Source: an optimization exercise on an open RTL-to-GDS flow (aim: small area, a short achievable clock period and few clock cycles per item). Production flows keep margins and buffers that such runs may drop. RTL that was checked went through simulation tests only; none was proved equivalent to the original. Some runs may be left out. An edit can pass the tests and still lose a function that they never use. For run 2, only the layout was checked, not whether the RTL still works.

`flow/config.mk`:
```
export PLATFORM = sky130hd
export DESIGN_NAME = calc
export DESIGN_NICKNAME = calc
export VERILOG_FILES = /design/flow/design.v
export SDC_FILE = /design/flow/constraint.sdc
export NUM_CORES = 4
export LEC_CHECK = 0
export CAP_MARGIN = 20
export CORE_MARGIN = 2
export CORE_UTILIZATION = 40
export SLEW_MARGIN = 20
```
`flow/constraint.sdc`:
```
create_clock -name core_clock -period 9.0 [get_ports {clk}]
set_input_delay 1.8000 -clock core_clock [delete_from_list [all_inputs] [get_ports {clk}]]
set_output_delay 1.8000 -clock core_clock [all_outputs]
set_load 0.01 [all_outputs]
```
`flow/design.v`:
```
module calc(clk,rst,A,B,C,pushA,stopA,pushB,stopB,pushC,stopC,Z,pushZ);
  input [31:0] A,B,C;
  input pushA,pushB,pushC;
  output stopA,stopB,stopC;
  output [31:0] Z;
  output pushZ;
  input clk,rst;
  reg [2:0] seen,seen_d,newin;
  reg all_in,all_in_d,all_in1,all_in2,all_in3,all_in4,all_in5,all_in6,all_in7;
  integer captA,captA_d,captB,captB_d,captC,captC_d;
  integer res,res_d;
  reg _stopA,_stopB,_stopC;
  reg pushOut;
  reg[31:0] s01,s02,s03,s11,s12,s13,s14,s15,s16,s17,s21,s22,s23,s24,s25,s26,s27,s30,s31,s32,s33,s34,s41,s42,s43,s51,s52,s61,res_temp;
  reg[31:0] f01,f02,f03,f11,f12,f13,f14,f15,f16,f17,f21,f22,f23,f24,f25,f26,f27,f30,f31,f32,f33,f34,f41,f42,f43,f51,f52;
  assign stopA=_stopA;
  assign stopB=_stopB;
  assign stopC=_stopC;
  assign pushZ=pushOut;
  assign Z = res;
  always @(posedge(clk) or posedge(rst)) begin
     if(rst) begin
       seen <=0;
       captA <=0;
       captB <=0;
       captC <=0;
       all_in <= 0;
       pushOut <= 0;
       res <= 0;
       f01 <=0;
       f02 <= 0;
       f03 <=0;
       f11 <=0;
       f12<= 0;
       f13 <= 0;
       f14<=0;
       f15<=0;
       f16<=0;
       f17<=0;
       f21<=0;
       f22<=0;
       f23<=0;
       f24<=0;
       f25<=0;
       f26<=0;
       f27<=0;
       f30<=0;
       f31<=0;
       f32<=0;
       f33<=0;
       f34<=0;
       f41<=0;
       f42<=0;
       f43<=0;
       f51<=0;
       f52<=0;
       res_d <= 0;
       all_in1 <=0;
       all_in2 <=0;
       all_in3 <=0;
       all_in4 <=0;
       all_in5 <=0;
       all_in6 <=0;
       all_in7 <=0;
     end else begin
       seen<= seen_d;
       captA <= captA_d;
       captB <= captB_d;
       captC <= captC_d;
       f01 <= s01;  
       f02 <= s02;  
       f03 <= s03;  
       f11 <= s11;   
       f12 <= s12; 
       f13 <= s13;  
       f14<= s14;  
       f15<= s15;  
       f16 <= s16;  
       f17 <= s17;  
       f21 <= s21;  
       f22 <= s22;  
       f23 <= s23;  
       f24 <= s24;  
       f25 <= s25;  
       f26 <= s26;  
       f27 <= s27; 
       f30 <= s30; 
       f31 <= s31;  
       f32 <= s32; 
       f33 <= s33; 
       f34 <= s34; 
       f41 <= s41;  
       f42 <=s42;   
       f43 <= s43;  
       f51 <= s51;  
       f52 <= s52;  
       res_d <= res_temp; 
       all_in <= all_in_d;
       all_in1 <= all_in;
       all_in2 <= all_in1;
       all_in3 <= all_in2;
       all_in4 <= all_in3;
       all_in5 <= all_in4;
       all_in6 <= all_in5;
       all_in7 <= all_in6;
       pushOut <= all_in7;
       res <= res_d;
     end
  end
  always @(*) begin
    captA_d = captA;
    captB_d = captB;
    captC_d = captC;
    all_in_d=0;
    newin = {pushA,pushB,pushC} & ~seen;
    seen_d = newin | seen;
    if(newin[2]) captA_d = A;
    if(newin[1]) captB_d = B;
    if(newin[0]) captC_d = C;
    if( (newin | seen)==3'b111) begin
      seen_d=0;
      all_in_d=1;
    end
    _stopA=seen[2];
    _stopB=seen[1];
    _stopC=seen[0];
  end
  always @(*) begin
      s01=captA;      
      s02=captB;      
      s03=captC;       
      s11=f01;   
      s12=f01*f01;   
      s13=f02;    
      s14=f02*f02;    
      s15=f03*f03;  
      s16=f01*f03;  
      s17=f02*f03;    
      s21=f11; 	       
      s22=f11*f13;    
      s23=f12*f11;  
      s24=f12*f17;  
      s25=f15;  
      s26=f13*f14;  
      s27=f16+f17;  
      s30=f21; 
      s31=f23*f21;  
      s32=f26+f27;  
      s33=f24+f22;  
      s34=f25;  
      s41=f31*f30;   
      s42=f32;  
      s43=f33+f34; 
      s51= f41+f42;  
      s52 = f43;  
      s61 = (f51+f52);   
      res_temp = s61;
  end
endmodule
```
`flow/run.sh`:
```
#!/bin/bash
# synth_recipe.tcl (not shown) runs the flow's synth.tcl, then flattens the netlist and writes it again
# the make line also repeats each setting of config.mk as NAME=value (left out here)
make -C /OpenROAD-flow-scripts/flow DESIGN_CONFIG=/design/flow/config.mk WORK_HOME=/design/flow/orfs CLKGATE_MAP_FILE= SYNTH_SCRIPT=/design/flow/synth_recipe.tcl finish
```
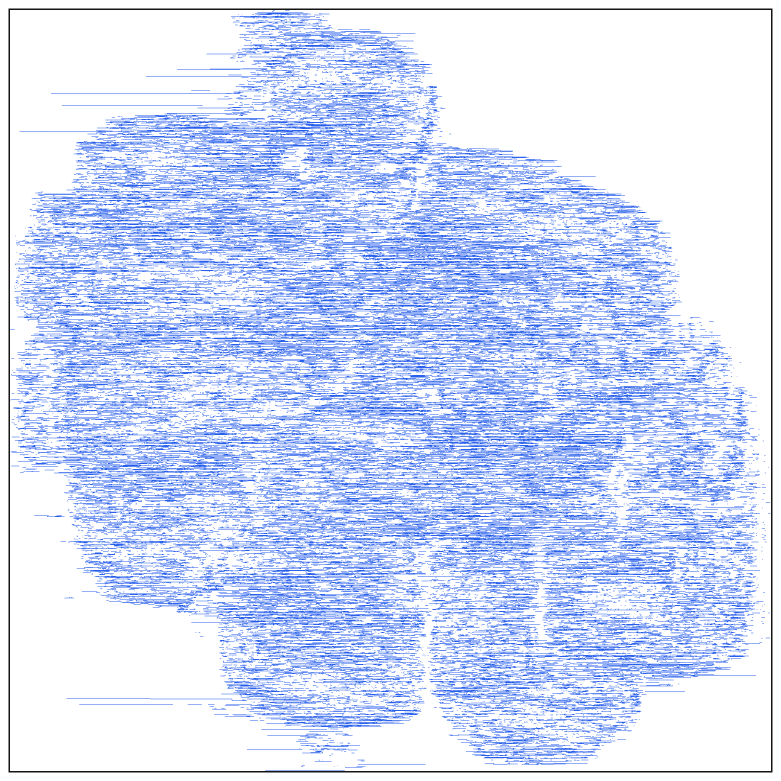
Figure 1: run 1, met1 routing.
longest straight run	176 um
wire length on this layer	244 mm
final wirelength: 604000 um
via count: 137000

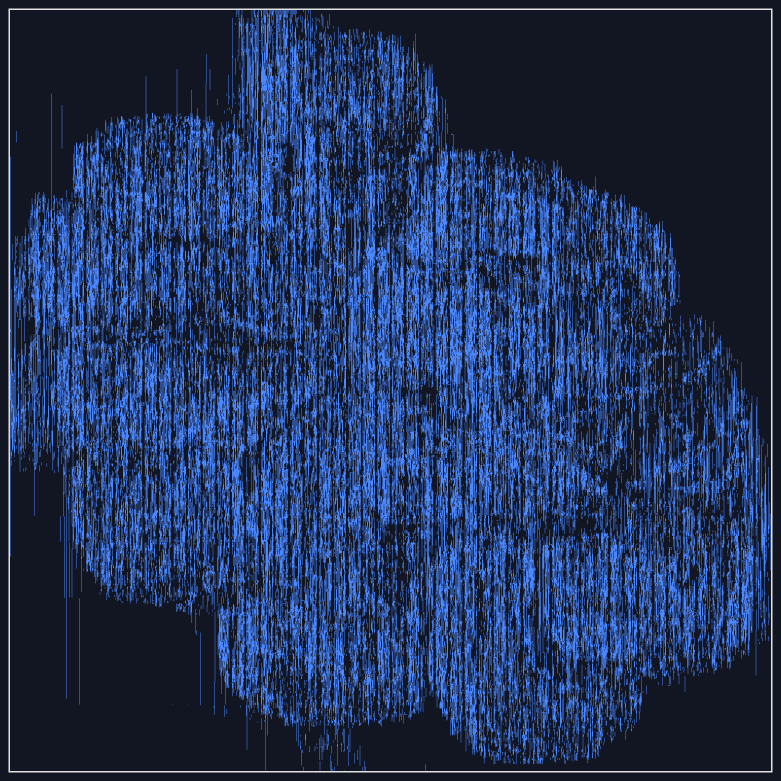
Figure 2: run 1, met2 routing.
main direction	vertical
wire length on this layer	286 mm

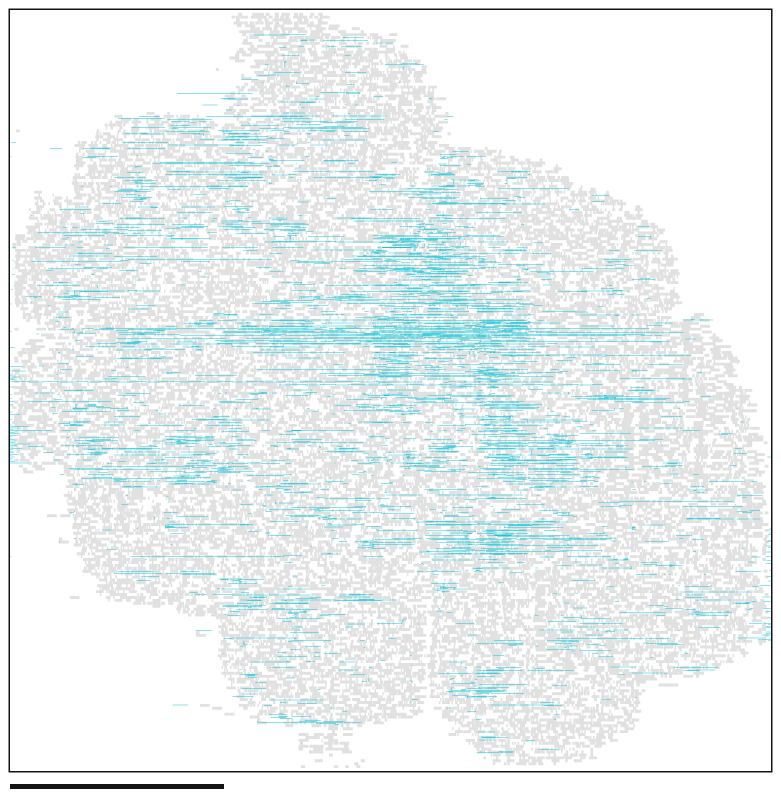
Figure 3: run 1, metal 3.
The bar under the picture is 200 um long. Cells faint in the background.
longest straight run	244 um
nets with wire on the layer	1301
share of all routed wire	7.2%
main direction	horizontal
wire length on this layer	43.3 mm

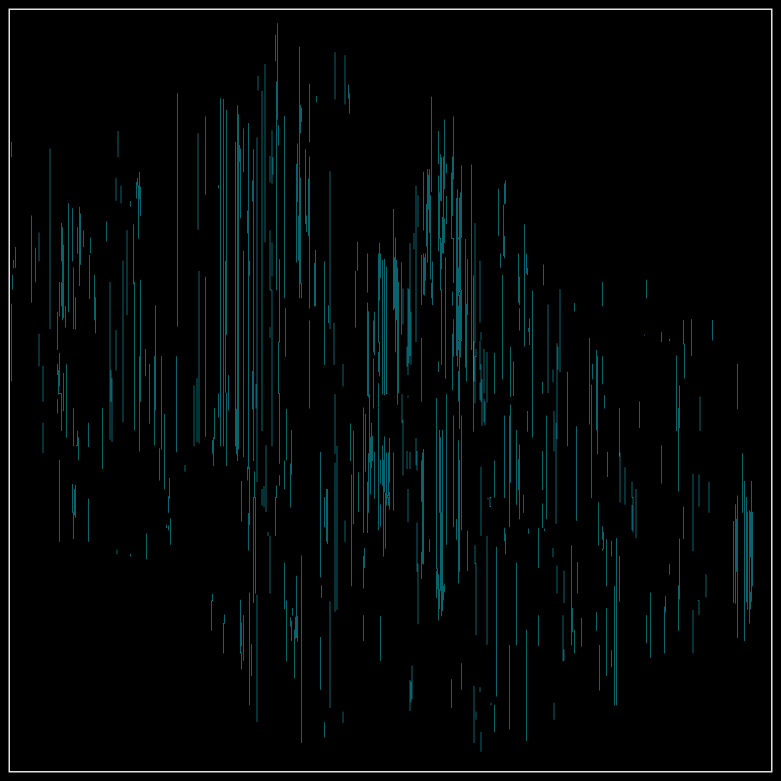
Figure 4: run 1, met4 routing.
longest straight run	331 um
main direction	vertical
wire length on this layer	29.5 mm

==> run 1: cell families (layout without fill, tap and decap cells) <==
kind of cell | Yosys count | after routing | synth area share [%]
buffers and inverters | 5392 | 5217 | 10.2
multiplexers | 104 | 104 | 0.583
flip-flops | 1027 | 1027 | 12.9
other | 2 | 135 | 0.00377
AND/OR/NAND/NOR | 5738 | 5738 | 14.5
adder cells (fa/ha/maj) | 5899 | 5899 | 53.3
AO/OA/AOI/OAI | 1252 | 1252 | 4.12
XOR/XNOR | 1002 | 1002 | 4.40
==> run 1: worst paths after layout <==
path | slack (ns) | end | startpoint
max in group asynchronous | 5.50 | f01[1]$_DFF_PP0_ | rst
hold / removal | 0.34 | f34[22]$_DFF_PP0_ | f25[22]$_DFF_PP0_
min in group asynchronous | 1.44 | f12[14]$_DFF_PP0_ | rst
setup reg to reg | 0.93 | f15[31]$_DFF_PP0_ | f03[4]$_DFF_PP0_
hold reg to reg | 0.34 | f34[22]$_DFF_PP0_ | f25[22]$_DFF_PP0_
setup / recovery | 0.93 | f15[31]$_DFF_PP0_ | f03[4]$_DFF_PP0_
==> flow_metrics.env, run 1 <==
export IMPL_status="no timing/DRC/antenna violations"
export IMPL_clockBufferDepth=4
export IMPL_path_depth=24
export IMPL_post_route_drc_count=0
export IMPL_hold_viol=0
export IMPL_cts_hold_buf=0
export IMPL_placed_cells=26700
export IMPL_hpwlAfterDp_um=485000
export IMPL_antenna_diode_count=99
export IMPL_die_h_um=710
export IMPL_drv_cap=0
export IMPL_place_area_mm2=0.209
export IMPL_multi_input_gates=14000
export IMPL_final_setup_tns_ns=0
export IMPL_ys_ff_latch=1027
export IMPL_period_share_pct=89.7
export IMPL_yosysTopAreaCell="fa_1"
export IMPL_initial_utilization_pct=40.1
export IMPL_min_period_ns=8.07
export IMPL_grt_overflow=0
export IMPL_buf_share_pct=2.03
export IMPL_grt_busiest_layer="met2"
export IMPL_synth_cell_types=105
export IMPL_required_ns=9.77
export IMPL_finalSetupViolations=0
export IMPL_path_common_cell="fa_1"
export IMPL_use_met2_pct=40.9
export IMPL_start_kind="register"
export IMPL_crit_path_max_fanout=52
export IMPL_avgSynthCellArea_um2=9.76
export IMPL_die_w_um=710
export IMPL_maxSlewHeadroom_pct=6.53
export IMPL_setup_ws_ns=0.929
export IMPL_hold_path_depth=0
export IMPL_grt_pass1_wl_um=939000
export IMPL_reg2reg_depth=24
export IMPL_cts_buffers=139
export IMPL_max_slew_worst_pin_slew_ns=1.39
export IMPL_seq_area_share_pct=12.1
export IMPL_grt_pass1_vias=151000
export IMPL_netlist_area_leader_share_pct=43.3
export IMPL_io_buffers=136
export IMPL_grt_util_met3_pct=4.29
export IMPL_nWellTaps=6655
export IMPL_clk_latency_ns=0.87
export IMPL_seq_cell_count=1027
export IMPL_finish_instance_area_mm2=0.214
export IMPL_synthFlopType="dfrtp_1"
export IMPL_dr_wl_met3_um=43300
export IMPL_top_layer="met5"
export IMPL_synth_common_cells="inv_1, fa_1, and2_1, nand2_1, ha_1"
export IMPL_crit_path_end_kind="register"
export IMPL_netlist_top_cells_area="fa_1, dfrtp_1, ha_1"
export IMPL_cts_resized=0
export IMPL_cts_tree="yes"
export IMPL_netlist_area_mm2=0.199
export IMPL_yosysMostFrequentCell="inv_1"
export IMPL_io_pin_count=137
export IMPL_gp_congestion=0.959
export IMPL_fin_skew_ns=0.0633
export IMPL_multi_input_area_share_pct=71.9
export IMPL_nonClockInverterCount=4464
export IMPL_routed_via_density=5.07
export IMPL_crit_type="register to register"
export IMPL_design_core_area_mm2=0.497
export IMPL_final_core_utilization_pct=43.0
export IMPL_pre_cts_ws_ns=0.952
export IMPL_non_clock_buffer_count=510
export IMPL_multiInputGateArea_mm2=0.153
export IMPL_drive_above_1_share_pct=4.26
export IMPL_drtIter0Drc=9912
export IMPL_rsz0062_at_grt="no"
export IMPL_antenna_found_initial=82
export IMPL_clockBufferCount=177
export IMPL_fin_cells=27000
export IMPL_track_usage_pct=24.7
export IMPL_post_drt_wl_per_cell_um=22.3
export IMPL_area_delta_synth_final_pct=7.21
export IMPL_synth_warnings=1
export IMPL_first_pass_iters=6
export IMPL_yosysSeqAreaShare_pct=12.9
export IMPL_mostFrequentLayoutCell="inv_1"
export IMPL_max_stage_delay_ns=0.66
export IMPL_cts_setup_buffers=0
export IMPL_wl_met2_um=286000
export IMPL_synth_cells=20400
export IMPL_clk_share_pct=2.17
export IMPL_synth_edff_count=0
export IMPL_whs_ns=0.341
export IMPL_seq_area_mm2=0.0258
export IMPL_rows=259
export IMPL_final_max_slew_violation_count=0
export IMPL_crit_family="adder cells"
export IMPL_dominant_cells="multi-input combinational cells"
export IMPL_holdCritPathClass="register to register"
export IMPL_clk_pin_slew_ns=0.06
export IMPL_most_common_layout_cells="inv_1, fa_1, and2_1"
export IMPL_crit_chain="buf_4 -> and2_1 -> inv_1 -> fa_1 -> fa_1 -> inv_1 -> fa_1 -> inv_1 -> fa_1 -> inv_1 -> ha_1 -> ha_1 -> fa_1 -> fa_1 -> ha_1 -> a21o_1 -> a21oi_1 -> nand2_1 -> o211ai_1 -> o221ai_1 -> a41oi_1 -> o21ai_1 -> o41ai_1 -> xnor2_1"
export IMPL_slowest_stage="dfrtp_2"
export IMPL_synth_async_sr_flop_share_pct=100
export IMPL_clock_sinks=1027
export IMPL_cp_data_arrival_time_ns=8.84
export IMPL_grtUsageMet1_pct=32.2
export IMPL_nets=26200
export IMPL_cts_root_buf="clkbuf_16"
export IMPL_wl_met1_um=244000
export IMPL_drtAntennaViolNets=0
export IMPL_crit_buf_inv=5
export IMPL_max_freq_mhz=124
export IMPL_die_area_mm2=0.504
export IMPL_fill_cells=48100
export IMPL_cts_htree_levels=4
export IMPL_grt_max_degree=169
Testbench counts for the RTL of run 1, summed over its fixed seeds: cycles 16,064, items 16,000.
Figure 5. Track usage over the die (run 1).
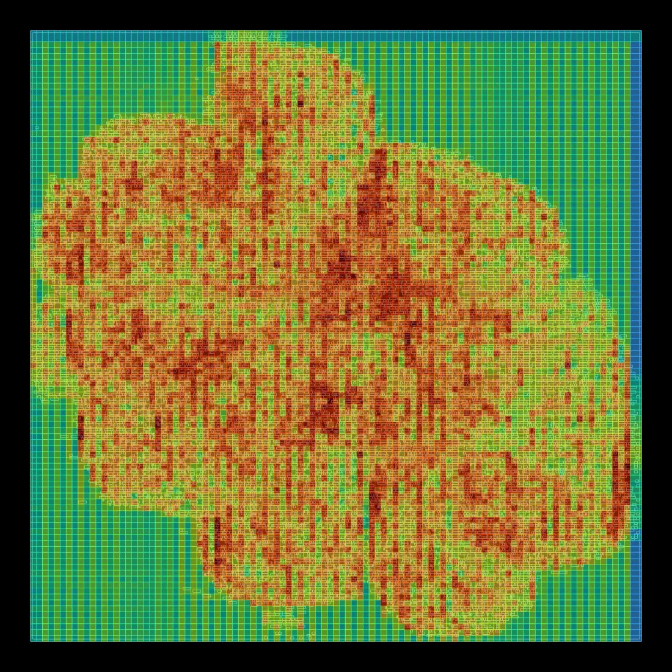

## Run 2: large edit since run 1, in outline
flow/design.v: 159 -> 10699 lines; modules unchanged: 0
  calc: edited, 159 -> 10699 lines
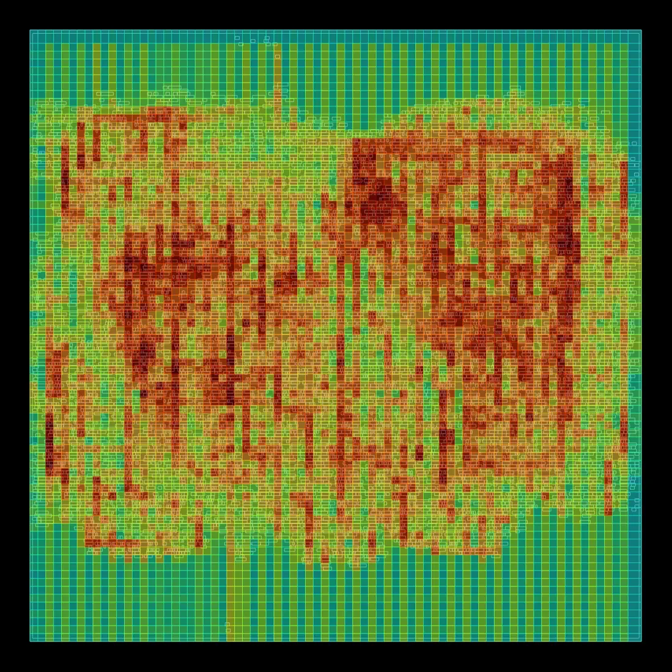
Figure 6: run 2, track usage over the die.
M2 GR Usage: 38.3%
final core utilization: 44.3%

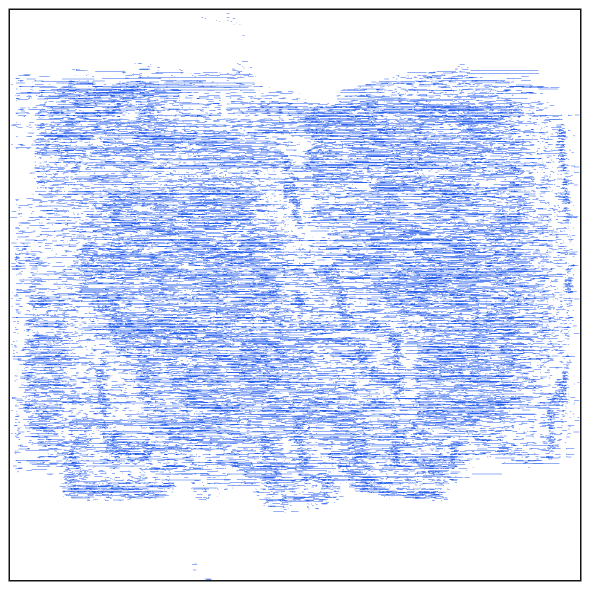
Figure 7: run 2, met1 routing.
share of all routed wire	39%
longest straight run	111 um
wire length on this layer	132 mm
main direction	horizontal
nets with wire on the layer	12018

==> run 2 against run 1 <==
Compared with the run above:
- still clean
- maximum frequency is 120% higher
- via count is 48% lower
- register-to-register slack better by 4.4 ns
- clock-buffer cell count is 69 higher
- critical path type is now register to primary output
- highest routed layer unchanged
==> flow_metrics.env, run 2 <==
export IMPL_wl_met2_um=154000
export IMPL_cts_htree_levels=4
export IMPL_synth_cells=10500
export IMPL_whs_ns=0.273
export IMPL_pre_cts_ws_ns=5.42
export IMPL_die_h_um=536
export IMPL_synthMuxAreaShare_pct=0.0453
export IMPL_first_pass_iters=6
export IMPL_drtIter0Drc=5230
export IMPL_track_usage_pct=23.7
export IMPL_initial_utilization_pct=40.1
export IMPL_crit_family="buffers and inverters"
export IMPL_r2r_slack_ns=5.35
export IMPL_area_delta_synth_final_pct=10.3
export IMPL_wl_met1_um=132000
export IMPL_crit_path_end="stopB"
export IMPL_finalSetupViolations=0
export IMPL_nets=13000
export IMPL_r2r_start="p6_ra1$_DFF_P_"
export IMPL_status="no timing/DRC/antenna violations"
export IMPL_maxSlewHeadroom_pct=11.8
export IMPL_io_buffers=136
export IMPL_routed_via_density=4.96
export IMPL_top_layer="met5"
export IMPL_design_core_area_mm2=0.282
export IMPL_period_share_pct=40.9
export IMPL_netlist_area_leader_share_pct=36.0
export IMPL_dr_wl_met3_um=29600
export IMPL_drive_above_1_share_pct=4.63
export IMPL_clk_pin_slew_ns=0.07
export IMPL_grt_pass1_wl_um=503000
export IMPL_netlist_area_mm2=0.113
export IMPL_cts_buffers=192
export IMPL_cts_setup_buffers=0
export IMPL_synth_async_sr_flop_share_pct=0.788
export IMPL_synth_edff_count=96
export IMPL_gp_congestion=0.944
export IMPL_cts_root_buf="clkbuf_16"
export IMPL_setup_ws_ns=5.32
export IMPL_avgSynthCellArea_um2=10.8
export IMPL_finish_instance_area_mm2=0.125
export IMPL_start_kind="register"
export IMPL_yosysSeqAreaShare_pct=32.3
export IMPL_grt_overflow=0
export IMPL_crit_chain="clkdlybuf4s50_1"
export IMPL_rows=195
export IMPL_synth_warnings=1
export IMPL_netlist_top_cells_area="fa_1, dfxtp_1, and2_1"
export IMPL_r2r_end="p7_s4991$_DFF_P_"
export IMPL_crit_path_max_fanout=3
export IMPL_die_w_um=536
export IMPL_crit_path_end_kind="primary output"
export IMPL_max_stage_delay_ns=0.58
export IMPL_hold_path_depth=0
export IMPL_grtUsageMet1_pct=29.9
export IMPL_synth_cell_types=70
export IMPL_placed_cells=14000
export IMPL_synth_compound_area_share_pct=2.73
export IMPL_min_period_ns=3.68
export IMPL_mostFrequentLayoutCell="inv_1"
export IMPL_required_ns=7.20
export IMPL_io_pin_count=137
export IMPL_crit_buf_inv=1
export IMPL_fill_cells=26400
export IMPL_post_route_drc_count=0
export IMPL_synth_fa_ha_area_share_pct=40.2
export IMPL_rsz0062_at_grt="no"
export IMPL_drtAntennaViolNets=0
export IMPL_grt_pass1_vias=79200
export IMPL_grt_busiest_layer="met2"
export IMPL_final_setup_tns_ns=0
export IMPL_die_area_mm2=0.287
export IMPL_cp_data_arrival_time_ns=1.88
export IMPL_clockBufferDepth=4
export IMPL_crit_type="register to primary output"
export IMPL_yosysMostFrequentCell="inv_1"
export IMPL_reg2reg_depth=6
export IMPL_synth_simple_gate_area_share_pct=12.4
export IMPL_most_common_layout_cells="inv_1, fa_1, dfxtp_1"
export IMPL_place_area_mm2=0.118
export IMPL_synthFlopType="dfxtp_1"
export IMPL_cts_hold_buf=0
export IMPL_max_slew_worst_pin_slew_ns=1.32
export IMPL_grt_max_degree=42
export IMPL_hpwlAfterDp_um=237000
export IMPL_grt_util_met3_pct=5.30
export IMPL_fin_cells=14400
export IMPL_path_depth=1
export IMPL_min_to="p1_rb15$_DFF_P_"
export IMPL_final_max_slew_violation_count=0
export IMPL_cts_tree="yes"
export IMPL_synth_common_cells="inv_1, fa_1, dfxtp_1, and2_1, nand2_1"
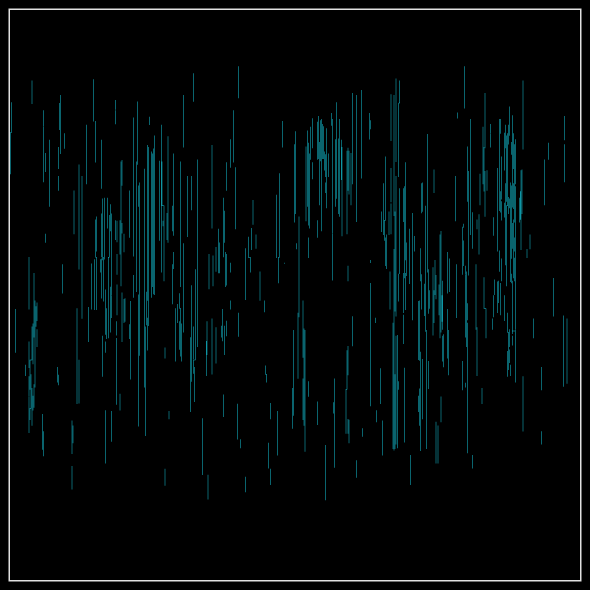
Figure 8: run 2, met4 routing.
share of all routed wire	5.8%
main direction	vertical

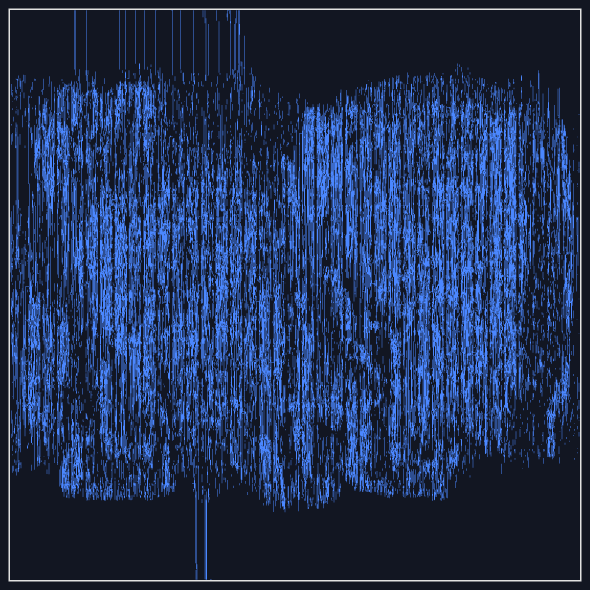
Figure 9: run 2, met2 routing.
wire length on this layer	154 mm
share of all routed wire	46%
longest straight run	117 um
via count: 71400
final wirelength: 335000 um

-- run 2: cells by family (layout without fill, tap and decap cells) --
kind of cell	after synthesis	after routing
buffers and inverters	2594	2734
adder cells (fa/ha/maj)	2414	2414
AND/OR/NAND/NOR	2784	2784
multiplexers	5	5
other	0	11
AO/OA/AOI/OAI	474	474
XOR/XNOR	465	465
flip-flops	1776	1776
-- run 2: area by class of cell --
class	count	area [um2]	area share [%]
inverters	2133	8010	6.41
well taps	3743	4680	3.75
diodes	11	27.5	0.0220
flip-flops and latches	1776	36600	29.3
multi-input cells	6142	66800	53.5
clock buffers	246	5280	4.23
clock inverters	101	1230	0.988
repair buffers	254	2250	1.80
-- run 2: worst reg2reg max path: cells and delay by family, from the launching register on --
kind	cells	cell delay (ns)
fa+ha+maj	4	2.09
buf+inv	1	0.06
flops	1	1.08
simple gates	1	0.27

## afterwards: timing with drivers on the ports
The flow's constraints put no driver on any port. The routed layouts listed below were extracted and timed again, unchanged, in two steps.
Step 1: set_driving_cell puts a clkbuf_16 on clk and a buf_2 on each other input, an assumption about the parent block.
Step 2 adds t to the input delays and takes it off the output delays; t is the mean of the earliest and latest rising clock arrival at the registers after step 1. Input paths then give back, and output paths get back, about the clock's delay inside the block.
a / b / c = ideal ports / drivers / drivers and shift; a / b = the first two.
| run | t (ns) | setup WS [ns] | worst setup path at the end | worst data-port slew with drivers (ns) | pins driven straight from the clock port |
|---|---|---|---|---|---|
| run 1 | 0.945 | 0.929 / 0.929 / 0.929 | register to register | 0.13 | 1 |
| run 2 | 0.953 | 5.316 / 5.225 / 5.354 | register to register | 0.09 | 1 |
After both steps every run listed still meets setup and hold.
